What follows belongs to an exercise in optimizing a design on an open flow for small area; a production flow would make more cautious choices. In this exercise RTL edits were held to simulation tests only and were not proved equivalent to the original. The series may have gaps, and a smaller design here may also do less where the tests do not look. Power and IR drop assume default switching activity.

$ cat design/flow/run.sh
#!/bin/bash
# synth_recipe.tcl (not shown) runs the flow's synth.tcl, then flattens the netlist and writes it again
# the make line also repeats each setting of config.mk as NAME=value (left out here)
make -C /OpenROAD-flow-scripts/flow DESIGN_CONFIG=/design/flow/config.mk WORK_HOME=/design/flow/orfs CLKGATE_MAP_FILE= SYNTH_SCRIPT=/design/flow/synth_recipe.tcl finish
$ cat design/flow/constraint.sdc
create_clock -name core_clock -period 10.0 [get_ports {clk}]
set_input_delay 2.0000 -clock core_clock [delete_from_list [all_inputs] [get_ports {clk}]]
set_output_delay 2.0000 -clock core_clock [all_outputs]
set_load 0.01 [all_outputs]
$ cat design/flow/config.mk
export PLATFORM = sky130hd
export DESIGN_NAME = combine
export DESIGN_NICKNAME = combine
export VERILOG_FILES = /design/flow/design.v
export SDC_FILE = /design/flow/constraint.sdc
export NUM_CORES = 4
export LEC_CHECK = 0
export CAP_MARGIN = 20
export CORE_MARGIN = 2
export CORE_UTILIZATION = 40
export SLEW_MARGIN = 20
$ cat design/flow/design.v
module combine(led1, led2, led3, led4, l_red, l_blue, sw0, sw1, btn, clk, rst);
    input sw0, sw1;
    input [3:0] btn;
    input clk;
    input rst;
    output [6:0] led1, led2;
    output [6:0] led3, led4;
    output l_red, l_blue;
    reg [3:0] s0, p;
    always @(posedge clk) begin
        if (rst) begin
            s0 <= 4'd0;
            p <= 4'd0;
        end else begin
            s0 <= btn;
            p <= btn & ~s0;
        end
    end
    wire any = |p;
    wire one0 = p == 4'b0001;
    wire one1 = p == 4'b0010;
    wire one2 = p == 4'b0100;
    wire one3 = p == 4'b1000;
    reg [9:0] div;
    always @(posedge clk) begin
        if (rst || div == 10'd999) div <= 10'd0;
        else div <= div + 10'd1;
    end
    wire tick = div == 10'd1;
    wire tick_ok = tick & ~any;
    reg [5:0] sec;
    wire sec_wrap = sec == 6'd59;
    always @(posedge clk) begin
        if (rst) sec <= 6'd0;
        else if (tick_ok) sec <= sec_wrap ? 6'd0 : sec + 6'd1;
    end
    reg [1:0] t_ht, a_ht;
    reg [3:0] t_hu, a_hu;
    reg [2:0] t_mt, a_mt;
    reg [3:0] t_mu, a_mu;
    reg pend_m, pend_h, pend_a;    
    function [12:0] step;
        input [1:0] ht; input [3:0] hu; input [2:0] mt; input [3:0] mu;
        input im, ih;
        reg [1:0] nht; reg [3:0] nhu; reg [2:0] nmt; reg [3:0] nmu;
        reg mwrap, hinc;
        begin
            nht = ht; nhu = hu; nmt = mt; nmu = mu;
            mwrap = (mt == 3'd5) && (mu == 4'd9);
            if (im) begin
                if (mu == 4'd9) begin
                    nmu = 4'd0;
                    nmt = (mt == 3'd5) ? 3'd0 : mt + 3'd1;
                end else nmu = mu + 4'd1;
            end
            hinc = ih | (im & mwrap);
            if (hinc) begin
                if (ht == 2'd2 && hu == 4'd3) begin
                    nht = 2'd0; nhu = 4'd0;
                end else if (hu == 4'd9) begin
                    nhu = 4'd0; nht = ht + 2'd1;
                end else nhu = hu + 4'd1;
            end
            step = {nht, nhu, nmt, nmu};
        end
    endfunction
    wire [12:0] t_cur = step(t_ht, t_hu, t_mt, t_mu, pend_m & ~pend_a, pend_h & ~pend_a);
    wire [12:0] a_cur = step(a_ht, a_hu, a_mt, a_mu, pend_m & pend_a, pend_h & pend_a);
    always @(posedge clk) begin
        if (rst) begin
            {t_ht, t_hu, t_mt, t_mu} <= 13'd0;
            {a_ht, a_hu, a_mt, a_mu} <= 13'd0;
            pend_m <= 1'b0;
            pend_h <= 1'b0;
            pend_a <= 1'b0;
        end else begin
            {t_ht, t_hu, t_mt, t_mu} <= t_cur;
            {a_ht, a_hu, a_mt, a_mu} <= a_cur;
            pend_m <= (one0 & sw1) | (tick_ok & sec_wrap) | one2;
            pend_h <= (one1 & sw1) | one3;
            pend_a <= one2 | one3;
        end
    end
    reg sw0_d;
    always @(posedge clk) begin
        if (rst) sw0_d <= 1'b0;
        else sw0_d <= sw0;
    end
    wire al_late = sw0_d & ({t_ht, t_hu, t_mt, t_mu} == {a_ht, a_hu, a_mt, a_mu});
    reg mo_t;           
    reg [3:0] mo_u;     
    reg [1:0] d_t;      
    reg [3:0] d_u;      
    wire mo12 = mo_t & (mo_u == 4'd2);
    wire m31 = ~mo_t ? (mo_u == 4'd1 || mo_u == 4'd3 || mo_u == 4'd5 || mo_u == 4'd7 || mo_u == 4'd8)
                     : (mo_u == 4'd0 || mo_u == 4'd2);
    wire m28 = ~mo_t & (mo_u == 4'd2);
    wire day_end = m31 ? (d_t == 2'd3 && d_u != 4'd0)
                 : m28 ? (d_t == 2'd3 || (d_t == 2'd2 && d_u >= 4'd8))
                 : (d_t == 2'd3);
    wire day_step = one0 & ~sw1;
    wire mon_step = (one1 & ~sw1) | (day_step & day_end);
    always @(posedge clk) begin
        if (rst) begin
            mo_t <= 1'b0; mo_u <= 4'd1;
            d_t <= 2'd0; d_u <= 4'd1;
        end else begin
            if (mon_step) begin
                if (mo12) begin
                    mo_t <= 1'b0; mo_u <= 4'd1;
                end else if (mo_u == 4'd9) begin
                    mo_t <= 1'b1; mo_u <= 4'd0;
                end else mo_u <= mo_u + 4'd1;
            end
            if (day_step) begin
                if (day_end) begin
                    d_t <= 2'd0; d_u <= 4'd1;
                end else if (d_u == 4'd9) begin
                    d_t <= d_t + 2'd1; d_u <= 4'd0;
                end else d_u <= d_u + 4'd1;
            end
        end
    end
    reg [9:0] c;
    reg red, blue;
    wire c_lt500 = c < 10'd500;
    wire step_now = al_late;    
    always @(posedge clk) begin
        if (rst) begin
            c <= 10'd0; red <= 1'b0; blue <= 1'b0;
        end else begin
            if (step_now) begin
                c <= (c == 10'd999) ? 10'd0 : c + 10'd1;
                red <= c_lt500;
                blue <= ~red;
            end
        end
    end
    assign l_red = step_now ? c_lt500 : red;
    assign l_blue = step_now ? ~red : blue;
    function [6:0] seg;
        input [3:0] d;
        case (d)
            4'd0: seg = 7'b0000001;
            4'd1: seg = 7'b1001111;
            4'd2: seg = 7'b0010010;
            4'd3: seg = 7'b0000110;
            4'd4: seg = 7'b1001100;
            4'd5: seg = 7'b0100100;
            4'd6: seg = 7'b0100000;
            4'd7: seg = 7'b0001111;
            4'd8: seg = 7'b0000000;
            4'd9: seg = 7'b0000100;
            default: seg = 7'b0000000;
        endcase
    endfunction
    wire [1:0] d_ht = pend_a ? a_ht : t_ht;
    wire [3:0] d_hu = pend_a ? a_hu : t_hu;
    wire [2:0] d_mt = pend_a ? a_mt : t_mt;
    wire [3:0] d_mu = pend_a ? a_mu : t_mu;
    assign led1 = seg(sw1 ? {2'b00, d_ht} : {3'b000, mo_t});
    assign led2 = seg(sw1 ? d_hu : mo_u);
    assign led3 = seg(sw1 ? {1'b0, d_mt} : {2'b00, d_t});
    assign led4 = seg(sw1 ? d_mu : d_u);
endmodule
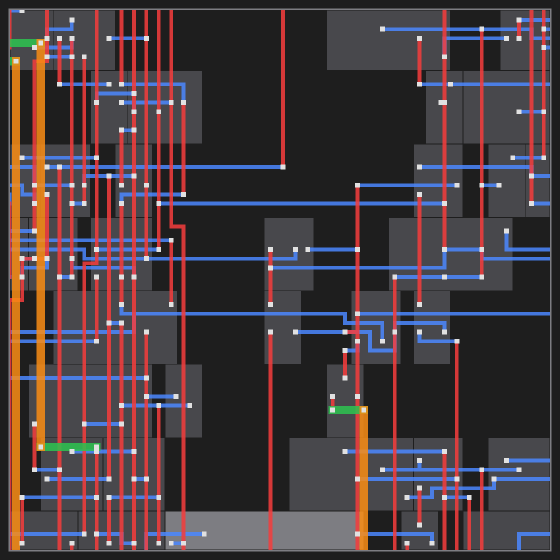
Fig. 1. Layout detail (run 1).
Region (72, 72) to (92, 92) um. Cells in gray, sequential cells in the stronger gray; small squares are vias.
color	layer
orange	metal 4
blue	metal 1
green	metal 3
red	metal 2
most frequent	ha_1 (7), a21oi_1 (6), nor2_1 (5)
sequential cells in the window	1
cells with their middle in the window	34
netlist names of flops here include	d_t (1)

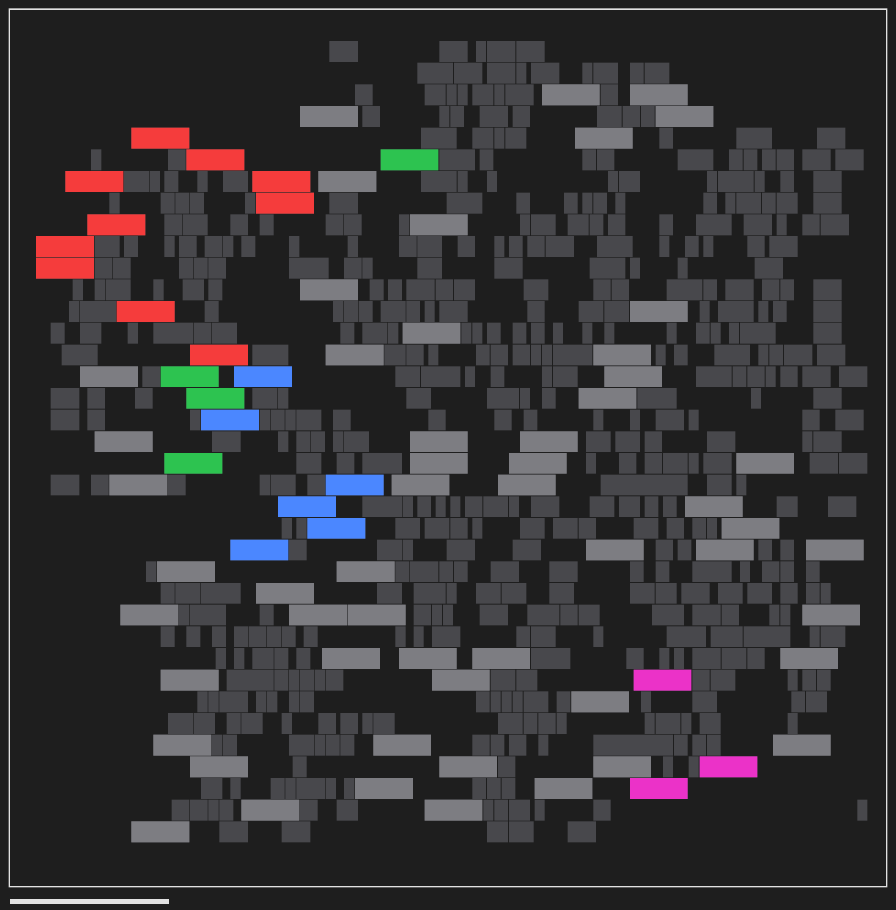
Fig. 2. Where the registers sit (run 1).
The bar under the picture is 20 um long. Other sequential cells in the stronger gray, the rest of the logic in the fainter gray.
color	netlist name	sequential cells
blue	sec	6
green	p	4
magenta	a_mt	3
red	div	10
seq pwr: 321 uW
register share of the cell area: 30.41%
fin util: 46.55%
Reg area: 0.001541 mm^2

==> summary.txt, run 1 <==
* Outcome: complete, no violations
* TritonCTS clock tree: done
* Netlist cell types at 56
* Hold path depth at 1
* Row count at 38
* Adder-Cell Fraction of Synth Area at under 10%
* Core area at about 0.011 mm^2
* Die Y at 109.9 um
* Power, Total at 623.2 uW
* Vias post-DR at around 3800
* Total GRT Usage at between 10% and 20%
* Slew Viols, Final at 0
* Largest area contributor in the netlist: dfxtp_1
* Critical R2R Launch: pend_a
* Crit path launch type: primary input
* Slowest-stage cell, CP: clkdlybuf4s50_1
* Non-clk bufs at 37
* Remaining antenna violation count at 0
* Clock Sinks at 77
* Yosys top cell area share at 34.35%
* Final clock-cell share at 3.999%
* Chip width at approximately 110 um
* Via-to-Cell Ratio at about 5.3
* Post-synthesis instance total at roughly 550
* Tap cells at 140
* Synthesized cell area at approximately 0.0045 mm^2
* Worst Setup EP: led2[1]
* Leak at around 1.9 nW
* Initial core utilization at about two fifths
* Fraction of area in multi-input gates at between 50 and 60%
* Multiplexer share of the synthesized area at under 10%
* Number of synthesized register bits at 77
* Main combinational cell family by area after synthesis: simple AND/OR/NAND/NOR gates
* Fin nets at 598
* CP Capture Type: output port
* Minimum clock period at 6828 ps
* Detailed-route wire length per cell at 12.66 um
* Worst hold path type: reg -> reg
* Quantity of hold-fixing buffers added after cts at 0
* Area fraction in and, or, nand and nor cells after synthesis at between 20% and 30%
* 1st-iter DRT viols at about 190
* Detailed Place HPWL at 6523 um
* Top cells by area, synth: dfxtp_1 34%, nor2_1 6.1%, ha_1 5.6%, xnor2_1 5.5%, a21oi_1 4.7%
* FF-to-FF path depth at 6
* Clock skew at between 10 and 15 ps
* Die Area at 0.01208 mm^2
* Setup Buffers After CTS at 0
* First-pass DRT Iterations at 4
* Power Density at about 120 mW/mm^2
* RSZ-0062 raised after global routing: no
* Gpl congestion at approximately 0.81
* Critical Path Fanout Max at 21
* TritonCTS Buffers at 9
* Fillers at 1086
* Compound-cell area share of the yosys netlist at about 14%
* Post-synthesis sequential area ratio at between 30% and 40%
* Synth cell count leaders: 77 x dfxtp_1, 73 x nor2_1, 42 x a21oi_1
* Worst Hold Path EP: p[0]
* Clk root buf: clkbuf_8
* Critical Path Source: sw1
* Area of the multi-input gates at ~0.0027 mm^2
* Reg-to-Reg End: a_ht[1]
* Fin crit share at just under 70%
* Drt drc at 0
* Non-clk invs at 23
* Gr ovfl total at 0
* Clk pin slew, worst setup/hold paths at approximately 80 ps
* Largest net degree at the start of global routing at between 60 and 70
* WS Path Type: in -> out
* Maximum vdd drop at 0.07891 mV
* CP max stage delay at approximately 900 ps
* Final Hold Fails at 0
* Most common library cell in the layout ignoring fill and taps: dfxtp_1
* Ys flop type: dfxtp_1
* Share of layout cells above drive strength 1 at under 10%
* Global-route wire length before repair at between 15000 and 20000 um
* Initial antenna violation count at 0
* Sequential cells at 77
* Count leader, synth: dfxtp_1
* Commonest cells after routing, fill and taps aside: 77 x dfxtp_1, 73 x nor2_1, 42 x a21oi_1
* Slew HR at approximately two fifths
* WL final at ~9100 um
* Longest Clk Path Bufs at 2
* Tightest Pin Transition at slightly below 900 ps
* H-tree levels at 3
* Vias in the first global route at 3406
* Max cap viols at 0
* ANT cells at 0
* Worst Path Required at approximately 8000 ps
* Critical path arrival at 4830 ps
* Critical-path cell list: clkdlybuf4s50_1 -> inv_1 -> a21oi_1 -> nor2_1 -> a211oi_1 -> clkdlybuf4s50_1
* Final Setup Violations at 0
* Syn Nets at roughly 580
* Clock Latency Late Sink at 360 ps
* Synth Area in XOR/XNOR at about 8%
* # clk buffers at 13
* Non-clk buf share at between 7 and 8%
* Async SR Flop Fraction at 0%
* Multi-input comb cells at between 400 and 500
* Max Freq at about 150 MHz
* CP most frequent cell: clkdlybuf4s50_1
* Yosys warning total at 1
* Top flop regs: c x10, div x10, sec x6
* EDFF count, synth at 0
* Setup tns final at 0 ps
* Top cell category: multi-input combinational cells
* Syn Area/Cell at 8.116 um^2
* CTS resizes at 0
* Layout area overhead at 12.94%
* Reg2Reg Setup Slack at between 7000 and 8000 ps
* Worst hold path startpoint: s0[0]
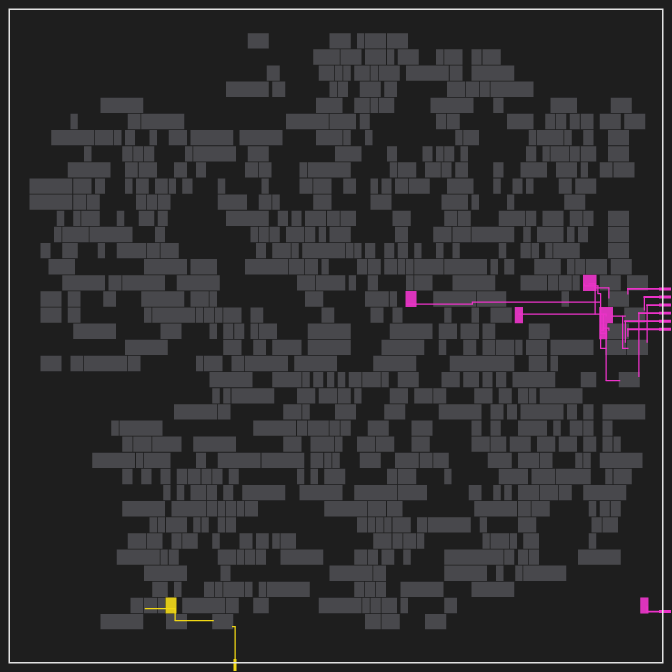
Fig. 3. Port wiring (run 1).
color	port	bits	direction	end cells	buffers	wire
magenta	led1	7	output	6	6	150 um
yellow	l_blue	1	output	1	1	19.6 um
Port Buffer Count: 36
I/O pin cnt: 38

-- run 1: where the power goes --
group          total, mW  internal, mW  switching (mW)
Sequential         0.321         0.313         0.00808
Combinational     0.0598        0.0294          0.0304
Clock              0.243         0.129           0.113
Total              0.623         0.471           0.152
-- run 1: metal layers --
metal	GRT usage, %	vias to the layer above	wire [um]
met4	4.792	0	136
li1	-	1957	-
met2	27.61	64	4326
met1	19.17	1722	4217
met3	4.801	12	371
met5	0	-	0
-- run 1: worst max-delay path: cells and delay by family --
kind                   cells  cell delay, ps
buffers and inverters      3            1820
AO/OA/AOI/OAI              2             860
AND/OR/NAND/NOR            1             130
-- run 1: metrics by stage --
step | hold slack, ps | setup slack, ps | area, um^2 | utilization [%] | cells
floorplan | 367.4 | 4456 | 4488 | - | 553
global placement | 371.6 | 3358 | 4866 | 44.69 | 699
detailed placement | 372.0 | 3215 | 4866 | 44.69 | 699
CTS | 383.6 | 3204 | 5069 | 46.55 | 715
global route | 397.1 | 2924 | 5069 | 46.55 | 715
finish | 382.3 | 3172 | 5069 | 46.55 | 715
Fig. 4: run 1, cell outlines without signal wires
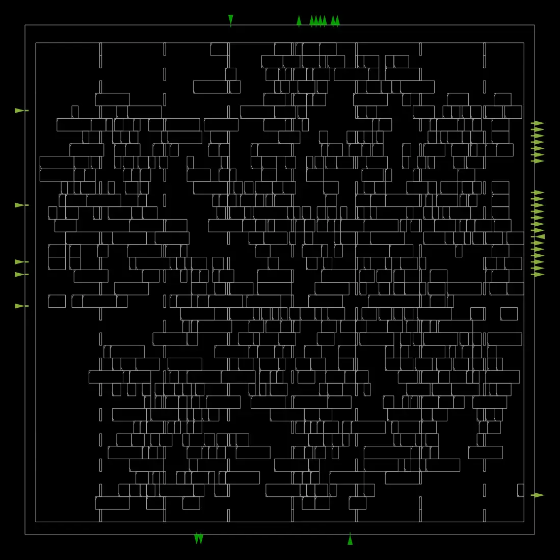

--- run 2 (changed files replaced; the others as in run 1) ---
removed: design/flow/run.sh
==> design/flow/design.v <==
module combine(led1, led2, led3, led4, l_red, l_blue, sw0, sw1, btn, clk, rst);
    input sw0, sw1;
    input [3:0] btn;
    input clk;
    input rst;
    output [6:0] led1, led2;
    output [6:0] led3, led4;
    output l_red, l_blue;
    reg [3:0] s0, p;
    always @(posedge clk) begin
        if (rst) begin
            s0 <= 4'd0;
            p <= 4'd0;
        end else begin
            s0 <= btn;
            p <= btn & ~s0;
        end
    end
    wire any = |p;
    wire one0 = p == 4'b0001;
    wire one1 = p == 4'b0010;
    wire one2 = p == 4'b0100;
    wire one3 = p == 4'b1000;
    reg [9:0] div;
    wire tick = div == 10'd1;
    always @(posedge clk) begin
        if (rst) div <= 10'd0;
        else if (tick) div <= 10'd17;
        else div <= {div[8:0], ~(div[9] ^ div[6])};
    end
    wire tick_ok = tick & ~any;
    reg [5:0] sec;
    wire sec_wrap = sec[5] & sec[4] & sec[3] & sec[1] & sec[0];
    wire [5:0] sec_t;
    assign sec_t[0] = tick_ok;
    assign sec_t[1] = sec_t[0] & sec[0];
    assign sec_t[2] = sec_t[1] & sec[1];
    assign sec_t[3] = sec_t[2] & sec[2];
    assign sec_t[4] = sec_t[3] & sec[3];
    assign sec_t[5] = sec_t[4] & sec[4];
    always @(posedge clk) begin
        if (rst || (tick_ok && sec_wrap)) sec <= 6'd0;
        else sec <= sec ^ sec_t;
    end
    function [3:0] inc10;
        input [3:0] u;
        input e;
        begin
            inc10[0] = u[0] ^ e;
            inc10[1] = u[1] ^ (e & u[0] & ~u[3]);
            inc10[2] = u[2] ^ (e & u[0] & u[1]);
            inc10[3] = u[3] ^ (e & u[0] & (u[3] | (u[1] & u[2])));
        end
    endfunction
    function [12:0] step;
        input [1:0] ht; input [3:0] hu; input [2:0] mt; input [3:0] mu;
        input im, ih;
        reg em, eh, w23;
        reg [1:0] nht; reg [3:0] nhu; reg [2:0] nmt; reg [3:0] nmu;
        begin
            em = im & mu[3] & mu[0];                     
            nmu = inc10(mu, im);
            nmt[0] = mt[0] ^ em;
            nmt[1] = mt[1] ^ (em & mt[0] & ~mt[2]);
            nmt[2] = mt[2] ^ (em & mt[0] & (mt[1] | mt[2]));
            eh = ih | (em & mt[2] & mt[0]);              
            w23 = ht[1] & hu[1] & hu[0];                 
            if (eh & w23) begin
                nhu = 4'd0;
                nht = 2'd0;
            end else begin
                nhu = inc10(hu, eh);
                nht[0] = ht[0] ^ (eh & hu[3] & hu[0]);
                nht[1] = ht[1] | (eh & hu[3] & hu[0] & ht[0]);
            end
            step = {nht, nhu, nmt, nmu};
        end
    endfunction
    reg [1:0] t_ht, a_ht;
    reg [3:0] t_hu, a_hu;
    reg [2:0] t_mt, a_mt;
    reg [3:0] t_mu, a_mu;
    reg pend_m, pend_h, pend_a;    
    wire [12:0] t_cur = step(t_ht, t_hu, t_mt, t_mu, pend_m & ~pend_a, pend_h & ~pend_a);
    wire [12:0] a_cur = step(a_ht, a_hu, a_mt, a_mu, pend_m & pend_a, pend_h & pend_a);
    always @(posedge clk) begin
        if (rst) begin
            {t_ht, t_hu, t_mt, t_mu} <= 13'd0;
            {a_ht, a_hu, a_mt, a_mu} <= 13'd0;
            pend_m <= 1'b0;
            pend_h <= 1'b0;
            pend_a <= 1'b0;
        end else begin
            {t_ht, t_hu, t_mt, t_mu} <= t_cur;
            {a_ht, a_hu, a_mt, a_mu} <= a_cur;
            pend_m <= (one0 & sw1) | (tick_ok & sec_wrap) | one2;
            pend_h <= (one1 & sw1) | one3;
            pend_a <= one2 | one3;
        end
    end
    reg mo_t;           
    reg [3:0] mo_u;     
    reg [1:0] d_t;      
    reg [3:0] d_u;      
    wire m28 = ~mo_t & ~mo_u[2] & mo_u[1] & ~mo_u[0];                  
    wire m30 = mo_t ? mo_u[0]                                           
                    : (mo_u[2] & ~mo_u[0]) | (mo_u[3] & mo_u[0]);       
    wire day_end = d_t[1] & (d_t[0] ? (d_u[0] | m30 | m28) : (m28 & d_u[3]));
    wire day_step = one0 & ~sw1;
    wire mon_step = (one1 & ~sw1) | (day_step & day_end);
    wire [3:0] du_inc = inc10(d_u, day_step);
    wire [3:0] mu_inc = inc10(mo_u, mon_step);
    always @(posedge clk) begin
        if (rst) begin
            mo_t <= 1'b0; mo_u <= 4'd1;
            d_t <= 2'd0; d_u <= 4'd1;
        end else begin
            if (mon_step & mo_t & mo_u[1]) begin        
                mo_t <= 1'b0; mo_u <= 4'd1;
            end else begin
                mo_t <= mo_t | (mon_step & mo_u[3] & mo_u[0]);
                mo_u <= mu_inc;
            end
            if (day_step & day_end) begin
                d_t <= 2'd0; d_u <= 4'd1;
            end else begin
                d_t[0] <= d_t[0] ^ (day_step & d_u[3] & d_u[0]);
                d_t[1] <= d_t[1] | (day_step & d_u[3] & d_u[0] & d_t[0]);
                d_u <= du_inc;
            end
        end
    end
    reg sw0_d;
    always @(posedge clk) begin
        if (rst) sw0_d <= 1'b0;
        else sw0_d <= sw0;
    end
    wire al_late = sw0_d & ({t_ht, t_hu, t_mt, t_mu} == {a_ht, a_hu, a_mt, a_mu});
    reg half;
    reg [8:0] lo;
    reg red, blue;
    wire lo_wrap = lo[8] & lo[7] & lo[6] & lo[5] & lo[4] & lo[1] & lo[0];
    wire [8:0] lo_t;
    assign lo_t[0] = al_late;
    genvar gi;
    generate
        for (gi = 1; gi < 9; gi = gi + 1) begin : g_lo
            assign lo_t[gi] = lo_t[gi-1] & lo[gi-1];
        end
    endgenerate
    always @(posedge clk) begin
        if (rst || (al_late && lo_wrap)) lo <= 9'd0;
        else lo <= lo ^ lo_t;
        if (rst) begin
            half <= 1'b0; red <= 1'b0; blue <= 1'b0;
        end else begin
            half <= half ^ (al_late & lo_wrap);
            if (al_late) begin
                red <= ~half;
                blue <= ~red;
            end
        end
    end
    assign l_red = al_late ? ~half : red;
    assign l_blue = al_late ? ~red : blue;
    function [6:0] seg10;
        input [3:0] d;
        case (d)
            4'd0: seg10 = 7'b0000001;
            4'd1: seg10 = 7'b1001111;
            4'd2: seg10 = 7'b0010010;
            4'd3: seg10 = 7'b0000110;
            4'd4: seg10 = 7'b1001100;
            4'd5: seg10 = 7'b0100100;
            4'd6: seg10 = 7'b0100000;
            4'd7: seg10 = 7'b0001111;
            4'd8: seg10 = 7'b0000000;
            4'd9: seg10 = 7'b0000100;
            4'd10: seg10 = 7'b0010000;
            4'd11: seg10 = 7'b0000100;
            4'd12: seg10 = 7'b0001100;
            4'd13: seg10 = 7'b0100100;
            4'd14: seg10 = 7'b0100000;
            default: seg10 = 7'b0000101;
        endcase
    endfunction
    function [6:0] seg6;
        input [2:0] d;
        case (d)
            3'd0: seg6 = 7'b0000001;
            3'd1: seg6 = 7'b1001111;
            3'd2: seg6 = 7'b0010010;
            3'd3: seg6 = 7'b0000110;
            3'd4: seg6 = 7'b1001100;
            3'd5: seg6 = 7'b0100100;
            3'd6: seg6 = 7'b0010100;
            default: seg6 = 7'b0100100;
        endcase
    endfunction
    function [6:0] seg3;
        input [1:0] d;
        case (d)
            2'd0: seg3 = 7'b0000001;
            2'd1: seg3 = 7'b1001111;
            2'd2: seg3 = 7'b0010010;
            default: seg3 = 7'b1011110;
        endcase
    endfunction
    wire [1:0] d_ht = pend_a ? a_ht : t_ht;
    wire [3:0] d_hu = pend_a ? a_hu : t_hu;
    wire [2:0] d_mt = pend_a ? a_mt : t_mt;
    wire [3:0] d_mu = pend_a ? a_mu : t_mu;
    assign led1 = seg3(sw1 ? d_ht : {1'b0, mo_t});
    assign led2 = seg10(sw1 ? d_hu : mo_u);
    assign led3 = seg6(sw1 ? d_mt : {1'b0, d_t});
    assign led4 = seg10(sw1 ? d_mu : d_u);
endmodule
==> design/flow/flow/run.sh <==
#!/bin/bash
# Standard ORFS layout with two changes: the port buffers are the smallest
# buffer cell, and clock tree synthesis adds no dummy loads.
set -euo pipefail
cd "$(dirname "$0")/.."
export BUFFER_PORTS_ARGS="-buffer_cell sky130_fd_sc_hd__buf_1"
export CTS_ARGS="-sink_clustering_enable -repair_clock_nets -dont_use_dummy_load"
bash standard.sh > standard.log 2>&1
==> design/flow/standard.sh <==
#!/bin/bash
# synth_recipe.tcl (not shown) runs the flow's synth.tcl, then flattens the netlist and writes it again
# the make line also repeats each setting of config.mk as NAME=value (left out here)
make -C /OpenROAD-flow-scripts/flow DESIGN_CONFIG=/design/flow/config.mk WORK_HOME=/design/flow/orfs CLKGATE_MAP_FILE= SYNTH_SCRIPT=/design/flow/synth_recipe.tcl "${@:-finish}"
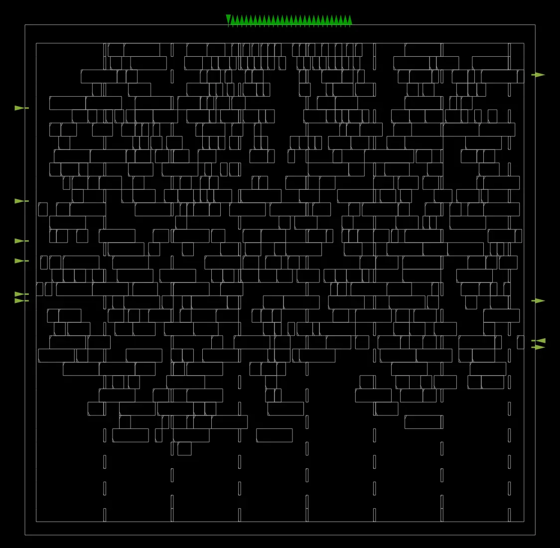
Fig. 5. Cell outlines without signal wires (run 2).
Fillers: 977
Cell Count, Final, Fillers Out: 575
sequential cells: 77

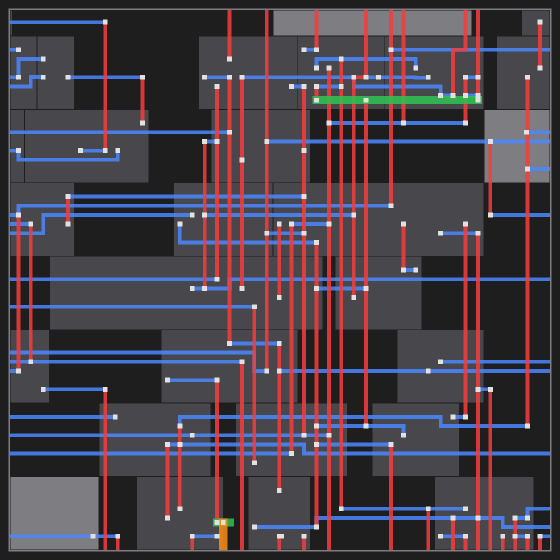
Fig. 6. Layout detail (run 2).
Region (68, 68) to (88, 88) um. Cells in gray, sequential cells in the stronger gray; small squares are vias.
color	layer
orange	metal 4
blue	metal 1
red	metal 2
green	metal 3
cells with their middle in the window	20
sequential cells in the window	0
most frequent	mux2i_1 (4), xnor2_1 (4)

==> run 2 against run 1 <==
  * Still clean on timing, DRC and antenna
  * Sequential cell count is the same
  * Combinational power is 3.8% lower
  * Critical path depth is 3 higher
  * First-iteration DRC count shrank 44%
  * Worst setup slack better by 930 ps
  * Core utilization fell by 1.8 points
  * Sequential share of layout area is 4.8 points higher
  * Die area shrank 9.8%
  * Sequential power hardly changed
  * Global-route usage shrank 2.1 points
  * Non-clock buffer count up 2
  * Worst hold slack barely moved
==> summary.txt, run 2 <==
* Outcome: complete, no violations
* Crit path launch type: primary input
* # clk buffers at 9
* Multiplexer share of the synthesized area at 9.243%
* FF-to-FF path depth at 12
* Detailed Place HPWL at ~5400 um
* Area of the multi-input gates at roughly 0.0023 mm^2
* Via-to-Cell Ratio at 4.920
* Number of flip-flops in the largest register at 10
* Adder-Cell Fraction of Synth Area at 9.926%
* Worst Hold Path EP: p[0]
* Non-clk invs at 15
* Met1 Use GR at between 10% and 20%
* Count leader, synth: dfxtp_1
* Final Hold Fails at 0
* Clock Latency Late Sink at approximately 360 ps
* I/O pin cnt at 38
* CP max stage delay at around 340 ps
* Worst Setup EP: led2[3]
* Critical Path Source: sw1
* Setup tns final at 0 ps
* Row count at 36
* Fin nets at ~480
* Top flop regs: div x10, lo x9, sec x6
* EDFF count, synth at 0
* WS Path Type: in -> out
* Die Area at 0.01090 mm^2
* Initial core utilization at about two fifths
* 1st-iter DRT viols at approximately 110
* First-pass DRT Iterations at 4
* Hold path depth at 1
* Most common library cell in the layout ignoring fill and taps: dfxtp_1
* Maximum vdd drop at just under 0.08 mV
* Reg area at ~0.0015 mm^2
* Synthesized cell area at roughly 0.0040 mm^2
* Fin crit share at approximately three fifths
* Met3 usage at 3.070%
* Minimum clock period at just under 6000 ps
* Register share of the cell area at between 30% and 40%
* Clock Sinks at 77
* Global-route wire length before repair at 12480 um
* Ys flop type: dfxtp_1
* RSZ-0062 raised after global routing: no
* Initial antenna violation count at 0
* Syn Nets at between 400 and 500
* Top cell category: multi-input combinational cells
* Vias post-DR at ~2800
* ANT cells at 0
* Vias in the first global route at around 2700
* Netlist cell types at a little over 50
* Worst Path Required at ~8000 ps
* Synth Area in XOR/XNOR at 7.413%
* Leak at around 1.8 nW
* Port Buffer Count at 36
* Non-clk buf share at ~3.6%
* Reg2Reg Setup Slack at ~7000 ps
* Post-synthesis sequential area ratio at 38.21%
* Multi-input comb cells at between 300 and 400
* Commonest cells after routing, fill and taps aside: 77 x dfxtp_1, 44 x nor2_1, 35 x buf_1
* Async SR Flop Fraction at 0%
* Final Setup Violations at 0
* Number of synthesized register bits at between 70 and 80
* Core area at ~0.0098 mm^2
* Buf/Inv on CP at 5
* Most flop-heavy register: div
* Gr ovfl total at 0
* Instance count on the critical path at 9
* Power Density at 127.3 mW/mm^2
* Reg-to-Reg End: lo[7]
* Clk root buf: clkbuf_8
* Yosys warning total at 1
* Quantity of hold-fixing buffers added after cts at 0
* Critical Path Fanout Max at 21
* Non-clk bufs at 39
* Total GRT Usage at between 10 and 15%
* Slew HR at 58.23%
* Largest area contributor in the netlist: dfxtp_1
* Slowest-stage cell, CP: a21oi_1
* Yosys top cell area share at between 30% and 40%
* Worst hold path type: reg -> reg
* Compound-cell area share of the yosys netlist at about 6.3%
* Tightest Pin Transition at 621.9 ps
* Largest net degree at the start of global routing at 54
* Post-synthesis instance total at 411
* Remaining antenna violation count at 0
* Main combinational cell family by area after synthesis: simple AND/OR/NAND/NOR gates
* Slew Viols, Final at 0
* Longest Clk Path Bufs at 2
* CP Capture Type: output port
* Gpl congestion at approximately 0.78
* Worst hold path startpoint: s0[0]
* TritonCTS clock tree: done
* Synth cell count leaders: 77 x dfxtp_1, 44 x nor2_1, 32 x ha_1
* Max Freq at 169.4 MHz
* Setup Buffers After CTS at 0
* Critical-path cell list: buf_1 -> buf_4 -> inv_1 -> a21oi_1 -> inv_1 -> ha_1 -> mux2_2 -> mux2_2 -> buf_1
* Max cap viols at 0
* Largest delay share family, worst path: buffers and inverters
* Clock skew at between 20 and 30 ps
* TritonCTS Buffers at 9
* Final clock-cell share at about 2.8%
* Drt drc at 0
* Top cells by area, synth: dfxtp_1 38%, ha_1 9.9%, xnor2_1 5.2%, mux2i_1 5.0%, nor2b_1 4.7%
* Clk pin slew, worst setup/hold paths at ~70 ps
* Syn Area/Cell at 9.815 um^2
* Share of layout cells above drive strength 1 at 8.371%
* Fraction of area in multi-input gates at 53.22%
* Fin Hold WS at 382.5 ps
* Met2 GRT Util at between 20% and 30%
* Critical path arrival at about 3900 ps
* WL final at between 7000 and 8000 um
* CTS resizes at 0
* Critical R2R Launch: t_hu[1]
* Detailed-route wire length per cell at about 13 um
* H-tree levels at 3
* Area fraction in and, or, nand and nor cells after synthesis at around a quarter
* Tap cells at 133
* GRT busiest layer: met2
* Layout area overhead at 8.468%
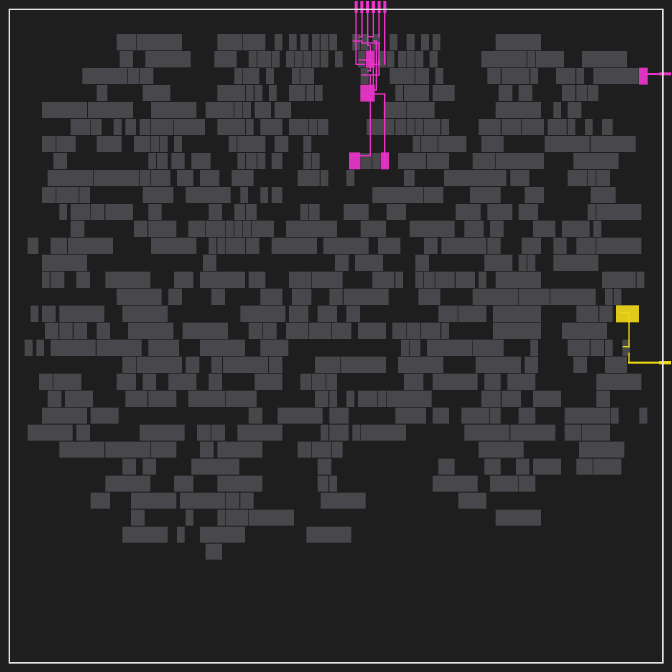
Fig. 7. Port wiring (run 2).
color	port	bits	direction	end cells	buffers	wire
yellow	l_blue	1	output	1	1	14.2 um
magenta	led1	7	output	5	6	108 um

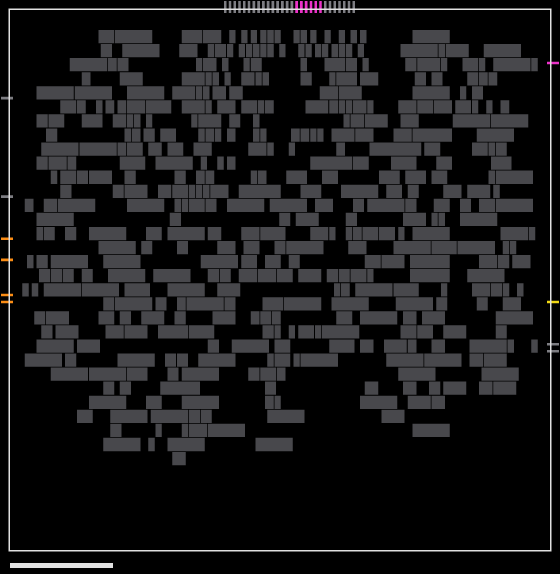
Fig. 8. I/O pins on the die edge (run 2).
The bar under the picture is 20 um long. Pins as bars across the die edge, other pins in gray.
color	port	pins	direction	edge
yellow	l_blue	1	output	right
orange	btn	4	input	left
magenta	led1	7	output	6 top, 1 right
all pins by edge	28 top, 6 left, 4 right
Die Y: 104.4 um
chip width: 104.4 um

## run 2: power breakdown
part           switching [mW]  internal (mW)  total [mW]
Sequential            0.00621          0.314       0.320
Combinational          0.0327         0.0249      0.0575
Clock                  0.0989         0.0804       0.179
## run 2: layer usage
layer  routed length [um]  vias to the layer above
met5                    0                        -
met4                  105                        0
met3                  223                       13
met2                 3393                       32
met1                 3489                     1318
li1                     -                     1466
## run 2: cells by family (layout without fill, tap and decap cells)
| logic type | after synthesis | count (layout) |
|---|---|---|
| and+or+nand+nor | 168 | 168 |
| other | 1 | 1 |
| xor gates and xnor gates | 32 | 32 |
| AOI/OAI and AO/OA | 36 | 36 |
| muxes | 33 | 33 |
| buffers and inverters | 32 | 63 |
| DFF | 77 | 77 |
| adders and majority gates | 32 | 32 |
## run 2: metrics by stage
step                utilization (%)  cell area [um^2]  worst slack, ps  total power, mW  cells
global placement              43.50              4252             4159           0.3839    566
detailed placement            43.50              4252             4122           0.3854    566
floorplan                         -              4034             4418           0.3716    411
global route                  44.76              4375             3977           0.5868    575
finish                        44.76              4375             4098           0.5572    575
CTS                           44.76              4375             4122           0.5657    575
Fig. 9: run 2, where the registers sit
The bar under the picture is 20 um long. Other sequential cells in the stronger gray, the rest of the logic in the fainter gray.
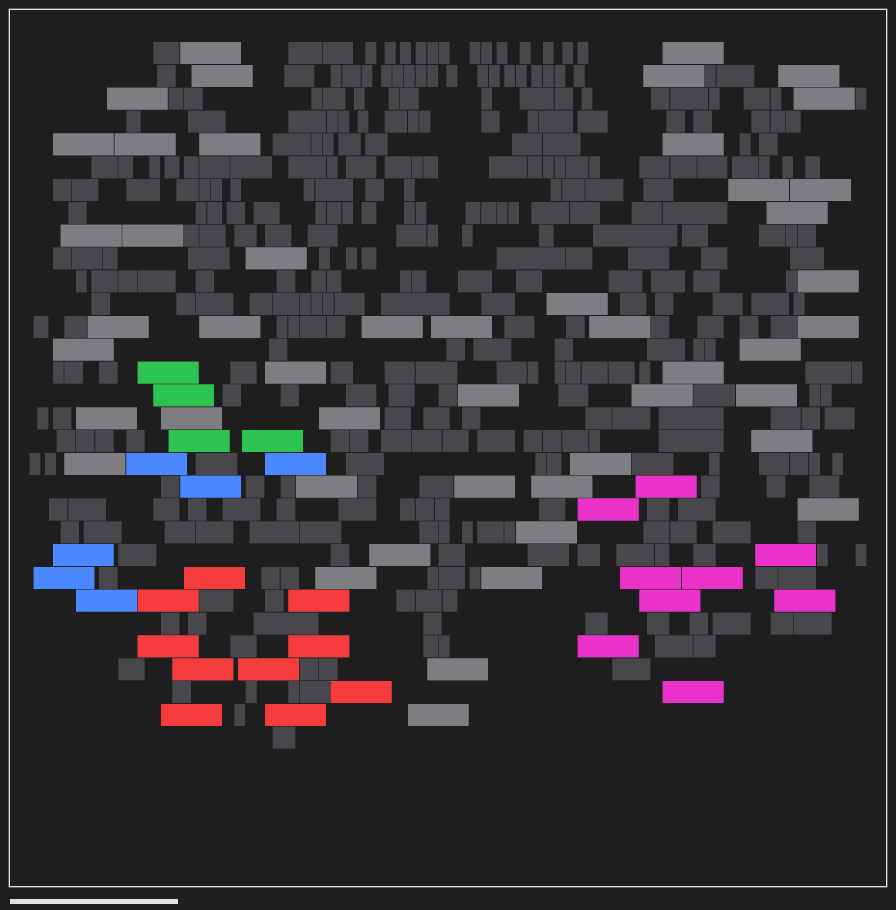

==> run 2 -> run 3 <==
==> design/flow/run.sh (new file) <==
#!/bin/bash
# synth_recipe.tcl (not shown) runs the flow's synth.tcl, then flattens the netlist and writes it again
# the make line also repeats each setting of config.mk as NAME=value (left out here)
make -C /OpenROAD-flow-scripts/flow DESIGN_CONFIG=/design/flow/config.mk WORK_HOME=/design/flow/orfs CLKGATE_MAP_FILE= SYNTH_SCRIPT=/design/flow/synth_recipe.tcl finish
removed: design/flow/flow/run.sh
removed: design/flow/standard.sh
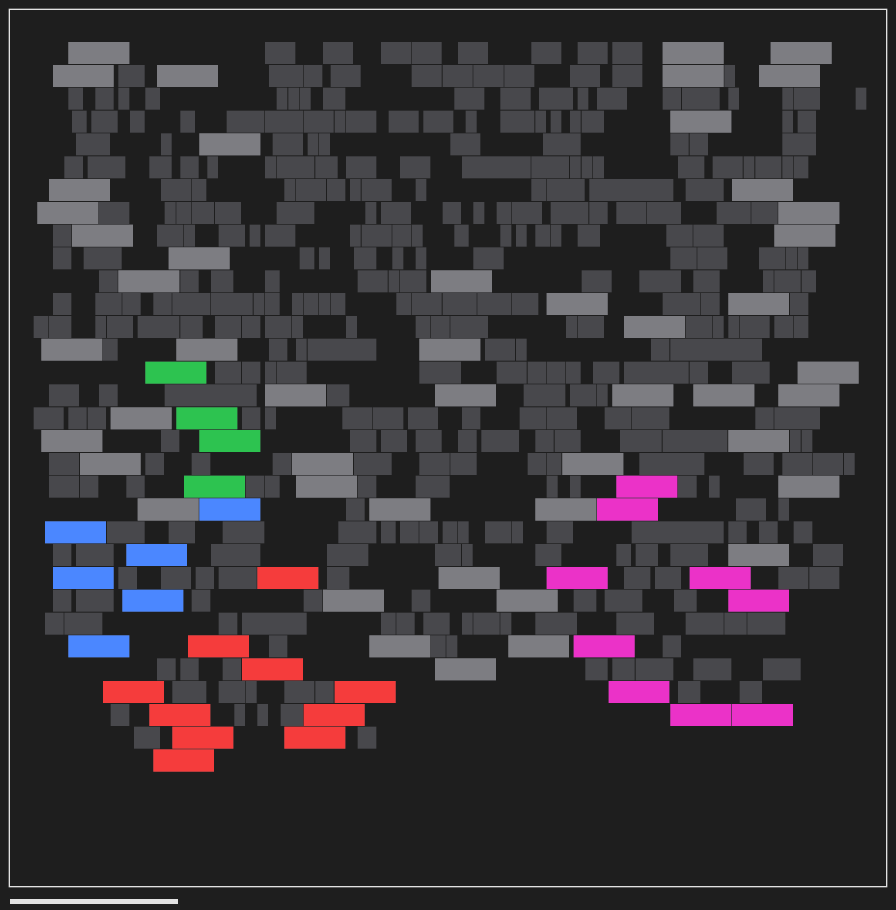
Fig. 10. Where the registers sit (run 3).
The bar under the picture is 20 um long. Other sequential cells in the stronger gray, the rest of the logic in the fainter gray.
color	netlist name	sequential cells
blue	sec	6
green	p	4
red	div	10
magenta	lo	9
not colored	48
fin util: 48.18%
register share of the cell area: 32.73%
seq pwr: 320 uW

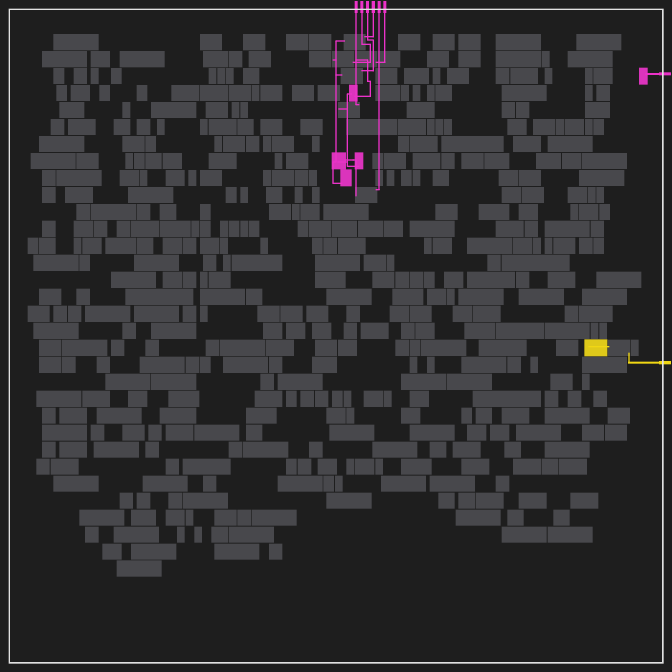
Fig. 11. Port wiring (run 3).
color	port	bits	direction	end cells	buffers	wire
yellow	l_blue	1	output	1	1	9.60 um
magenta	led1	7	output	5	6	149 um

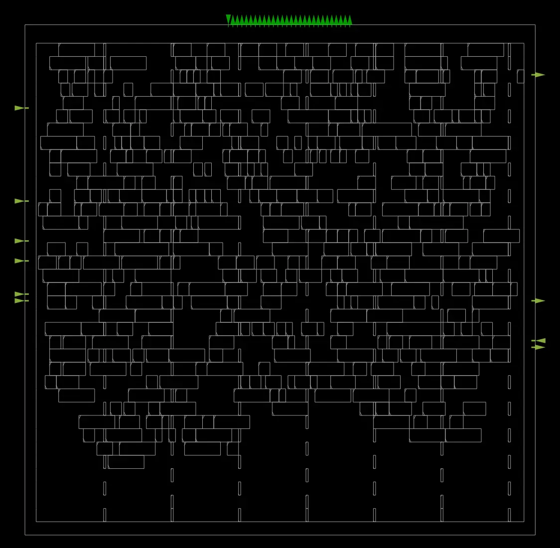
Fig. 12. Cell outlines without signal wires (run 3).
core area: 0.009774 mm^2
tap cells: 133

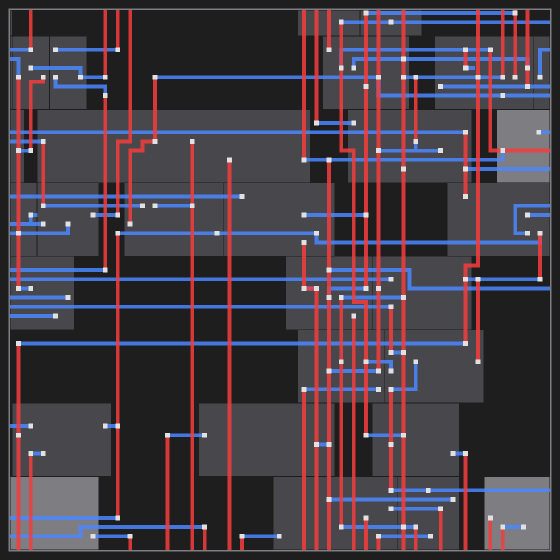
Fig. 13. Layout detail (run 3).
Region (68, 68) to (88, 88) um. Cells in gray, sequential cells in the stronger gray; small squares are vias.
color	layer
red	metal 2
blue	metal 1
cells with their middle in the window	20
most frequent	mux2i_1 (4), xnor2_1 (3)
sequential cells in the window	0

==> run 3 against run 2 <==
  * Core utilization rose by 3.4 points
  * Maximum frequency fell by 17%
  * Non-clock buffer count fell by 1
  * Still clean
  * Power rose by 21%
  * Cell area rose by 7.6%
==> summary.txt, run 3 <==
* Outcome: complete, no violations
* Final WS setup at about 2900 ps
* WS Path Type: in -> out
* Number of flip-flops in the largest register at 10
* Seq pwr share at 47.5%
* Worst hold path startpoint: s0[3]
* Clk root buf: clkbuf_8
* Slowest-stage cell, CP: clkdlybuf4s50_1
* Reg-to-Reg End: lo[7]
* Async SR Flop Fraction at 0%
* Slew Viols, Final at 0
* Post-synthesis sequential area ratio at between 30% and 40%
* Fin nets at approximately 480
* Clock skew at 10.56 ps
* Post-DP Area at 0.004463 mm^2
* Port Buffer Count at 36
* Syn Nets at 451
* Total placed cells including tap cells at ~570
* Worst Hold Path EP: p[3]
* Sequential cells at a little under 80
* Multiplexer share of the synthesized area at under 10%
* FF-to-FF path depth at 12
* Number of synthesized register bits at just under 80
* Clock power frac at ~42%
* Die Area at around 0.011 mm^2
* Syn Area/Cell at 9.815 um^2
* Max Freq at 140.7 MHz
* Clock Latency Late Sink at 340 ps
* Crit path launch type: primary input
* Top pwr grp: registers
* Non-clk bufs at 38
* Met3 usage at about 3.4%
* Most flop-heavy register: div
* Int Pwr at between 500 and 600 uW
* Power, Total at about 670 uW
* Detailed Place HPWL at between 5000 and 6000 um
* Worst Path Required at 8000 ps
* Yosys warning total at 1
* Fillers at 969
* Met1 Use GR at approximately a fifth
* Longest Clk Path Bufs at 2
* Worst Setup EP: led2[3]
* Largest net degree at the start of global routing at 54
* Ys flop type: dfxtp_1
* Clock Sinks at 77
* Final clock-cell share at approximately 5.2%
* Leak at just under 2 nW
* Synthesized cell area at around 0.0040 mm^2
* Area of the multi-input gates at between 0.002 and 0.0025 mm^2
* Final instance area at between 0.004 and 0.005 mm^2
* Chip width at approximately 100 um
* Reg area at approximately 0.0015 mm^2
* Detailed-route wire length per cell at approximately 13 um
* Maximum vdd drop at between 0.1 and 0.15 mV
* Critical Path Source: sw1
* Max cap viols at 0
* Fin crit share at 71.09%
* Clk pwr at between 200 and 300 uW
* Quantity of hold-fixing buffers added after cts at 0
* Gr ovfl total at 0
* Main combinational cell family by area after synthesis: simple AND/OR/NAND/NOR gates
* Yosys top cell area share at around two fifths
* Tightest Pin Transition at about 860 ps
* GRT busiest layer: met2
* Hold path depth at 1
* Initial core utilization at about two fifths
* H-tree levels at 3
* Comb power frac at 10.1%
* Combinational Power at 67.8 uW
* Top cells by area, synth: dfxtp_1 38%, ha_1 9.9%, xnor2_1 5.2%, mux2i_1 5.0%, nor2b_1 4.7%
* WL final at 7451 um
* Drt drc at 0
* Top flop regs: div x10, lo x9, sec x6
* Gpl congestion at 0.7768
* Post-synthesis instance total at ~410
* Initial antenna violation count at 0
* Multi-input comb cells at about 300
* Cell Count, Final, Fillers Out at around 580
* Setup Buffers After CTS at 0
* TritonCTS clock tree: done
* Slew HR at 42.58%
* Synth Area in XOR/XNOR at 7.413%
* Via-to-Cell Ratio at ~4.8
* Most common library cell in the layout ignoring fill and taps: dfxtp_1
* Count leader, synth: dfxtp_1
* 1st-iter DRT viols at ~80
* Switch Pwr at 157.7 uW
* Switching share of power at about a quarter
* Critical R2R Launch: a_hu[1]
* # clk buffers at 9
* I/O pin cnt at 38
* Vias in the first global route at roughly 2700
* CP max stage delay at a little over 1000 ps
* Largest area contributor in the netlist: dfxtp_1
* RSZ-0062 raised after global routing: no
* Worst setup slack after placement at around 2900 ps
* Worst hold path type: reg -> reg
* Fraction of area in multi-input gates at approximately half
* First-pass DRT Iterations at 4
* Layout area overhead at 16.75%
* Die Y at around 100 um
* Power Density at about 140 mW/mm^2
* Adder-Cell Fraction of Synth Area at 9.926%
* Non-clk buf share at about 8%
* Total GRT Usage at 14.45%
* CP Capture Type: output port
* Netlist cell types at 51
* Critical Path Fanout Max at 21
* TritonCTS Buffers at 9
* Compound-cell area share of the yosys netlist at 6.266%
* Critical path arrival at between 5000 and 6000 ps
* Final Hold Fails at 0
* Commonest cells after routing, fill and taps aside: 77 x dfxtp_1, 44 x nor2_1, 35 x clkdlybuf4s50_1
* Top cell category: multi-input combinational cells
* Setup tns final at 0 ps
* Area fraction in and, or, nand and nor cells after synthesis at about a quarter
* Row count at 36
* Clk pin slew, worst setup/hold paths at 80 ps
* Remaining antenna violation count at 0
* Share of layout cells above drive strength 1 at around a tenth
* Final Setup Violations at 0
* Met2 GRT Util at between 20% and 30%
* Fin Hold WS at 383.5 ps
* EDFF count, synth at 0
* Vias post-DR at approximately 2800
* ANT cells at 0
* Reg2Reg Setup Slack at approximately 7000 ps
* Synth cell count leaders: 77 x dfxtp_1, 44 x nor2_1, 32 x ha_1
* CTS resizes at 0
* Non-clk invs at 15
* Minimum clock period at roughly 7100 ps
* Global-route wire length before repair at roughly 13000 um
* Critical-path cell list: clkdlybuf4s50_1 -> inv_1 -> a21oi_1 -> inv_1 -> ha_1 -> mux2_2 -> mux2_2 -> clkdlybuf4s50_1
-- run 3: cell count changes in the layout (fill, tap and decap cells not counted) --
| cell | previous run | this run |
|---|---|---|
| bufinv_16 | 0 | 3 |
| buf_4 | 3 | 2 |
| clkbuf_2 | 1 | 0 |
| buf_2 | 0 | 1 |
| inv_6 | 0 | 1 |
| clkdlybuf4s50_1 | 0 | 35 |
| buf_1 | 35 | 0 |
| clkinv_4 | 0 | 1 |
| clkinvlp_4 | 0 | 2 |
-- run 3: routing by layer --
layer	up-vias	wire length [um]
met1	1276	3671
li1	1468	-
met4	0	67
met5	-	0
met3	6	191
met2	24	3520
-- run 3: critical path, delay by kind of cell --
| kind | cells | cell delay (ps) |
|---|---|---|
| compound gates | 1 | 370 |
| fa+ha+maj | 1 | 300 |
| buf+inv | 4 | 1930 |
| mux | 2 | 510 |
-- run 3: kinds of logic after synthesis --
kind of cell,count (synthesis)
other cells,1
compound gates,36
xor+xnor,32
fa+ha+maj,32
simple gates,168
buf+inv,32
flops,77
mux,33

[what the ideal ports hide]
Ports are ideal in the flow. The routed layouts listed here were re-timed in OpenROAD.
Step 1 (the two cells are an assumption about what drives the block):
set clk [get_ports {clk}]
set_driving_cell -lib_cell sky130_fd_sc_hd__clkbuf_16 $clk
set_driving_cell -lib_cell sky130_fd_sc_hd__buf_2 [delete_from_list [all_inputs] $clk]
Step 2 times the ports against the registers' clock, not the clock port: input delays grow and output delays shrink by t, the midpoint of the rising clock arrivals with the driver on.
Slacks: no drivers / after step 1 / after step 2; pairs: no drivers / after step 1.
run | t (ns) | slack for setup (ns) | slew at the worst register clock pin (ns)
run 1 | 0.381 | 3.172 / 3.148 / 3.148 | 0.08 / 0.08
run 2 | 0.372 | 4.098 / 4.067 / 4.067 | 0.09 / 0.09
run 3 | 0.372 | 2.891 / 2.858 / 2.858 | 0.09 / 0.09
After both steps every run listed still meets setup and hold. For run 3, which loses most, drivers alone change the setup slack by -0.033 ns; drivers and shift together by -0.033 ns.
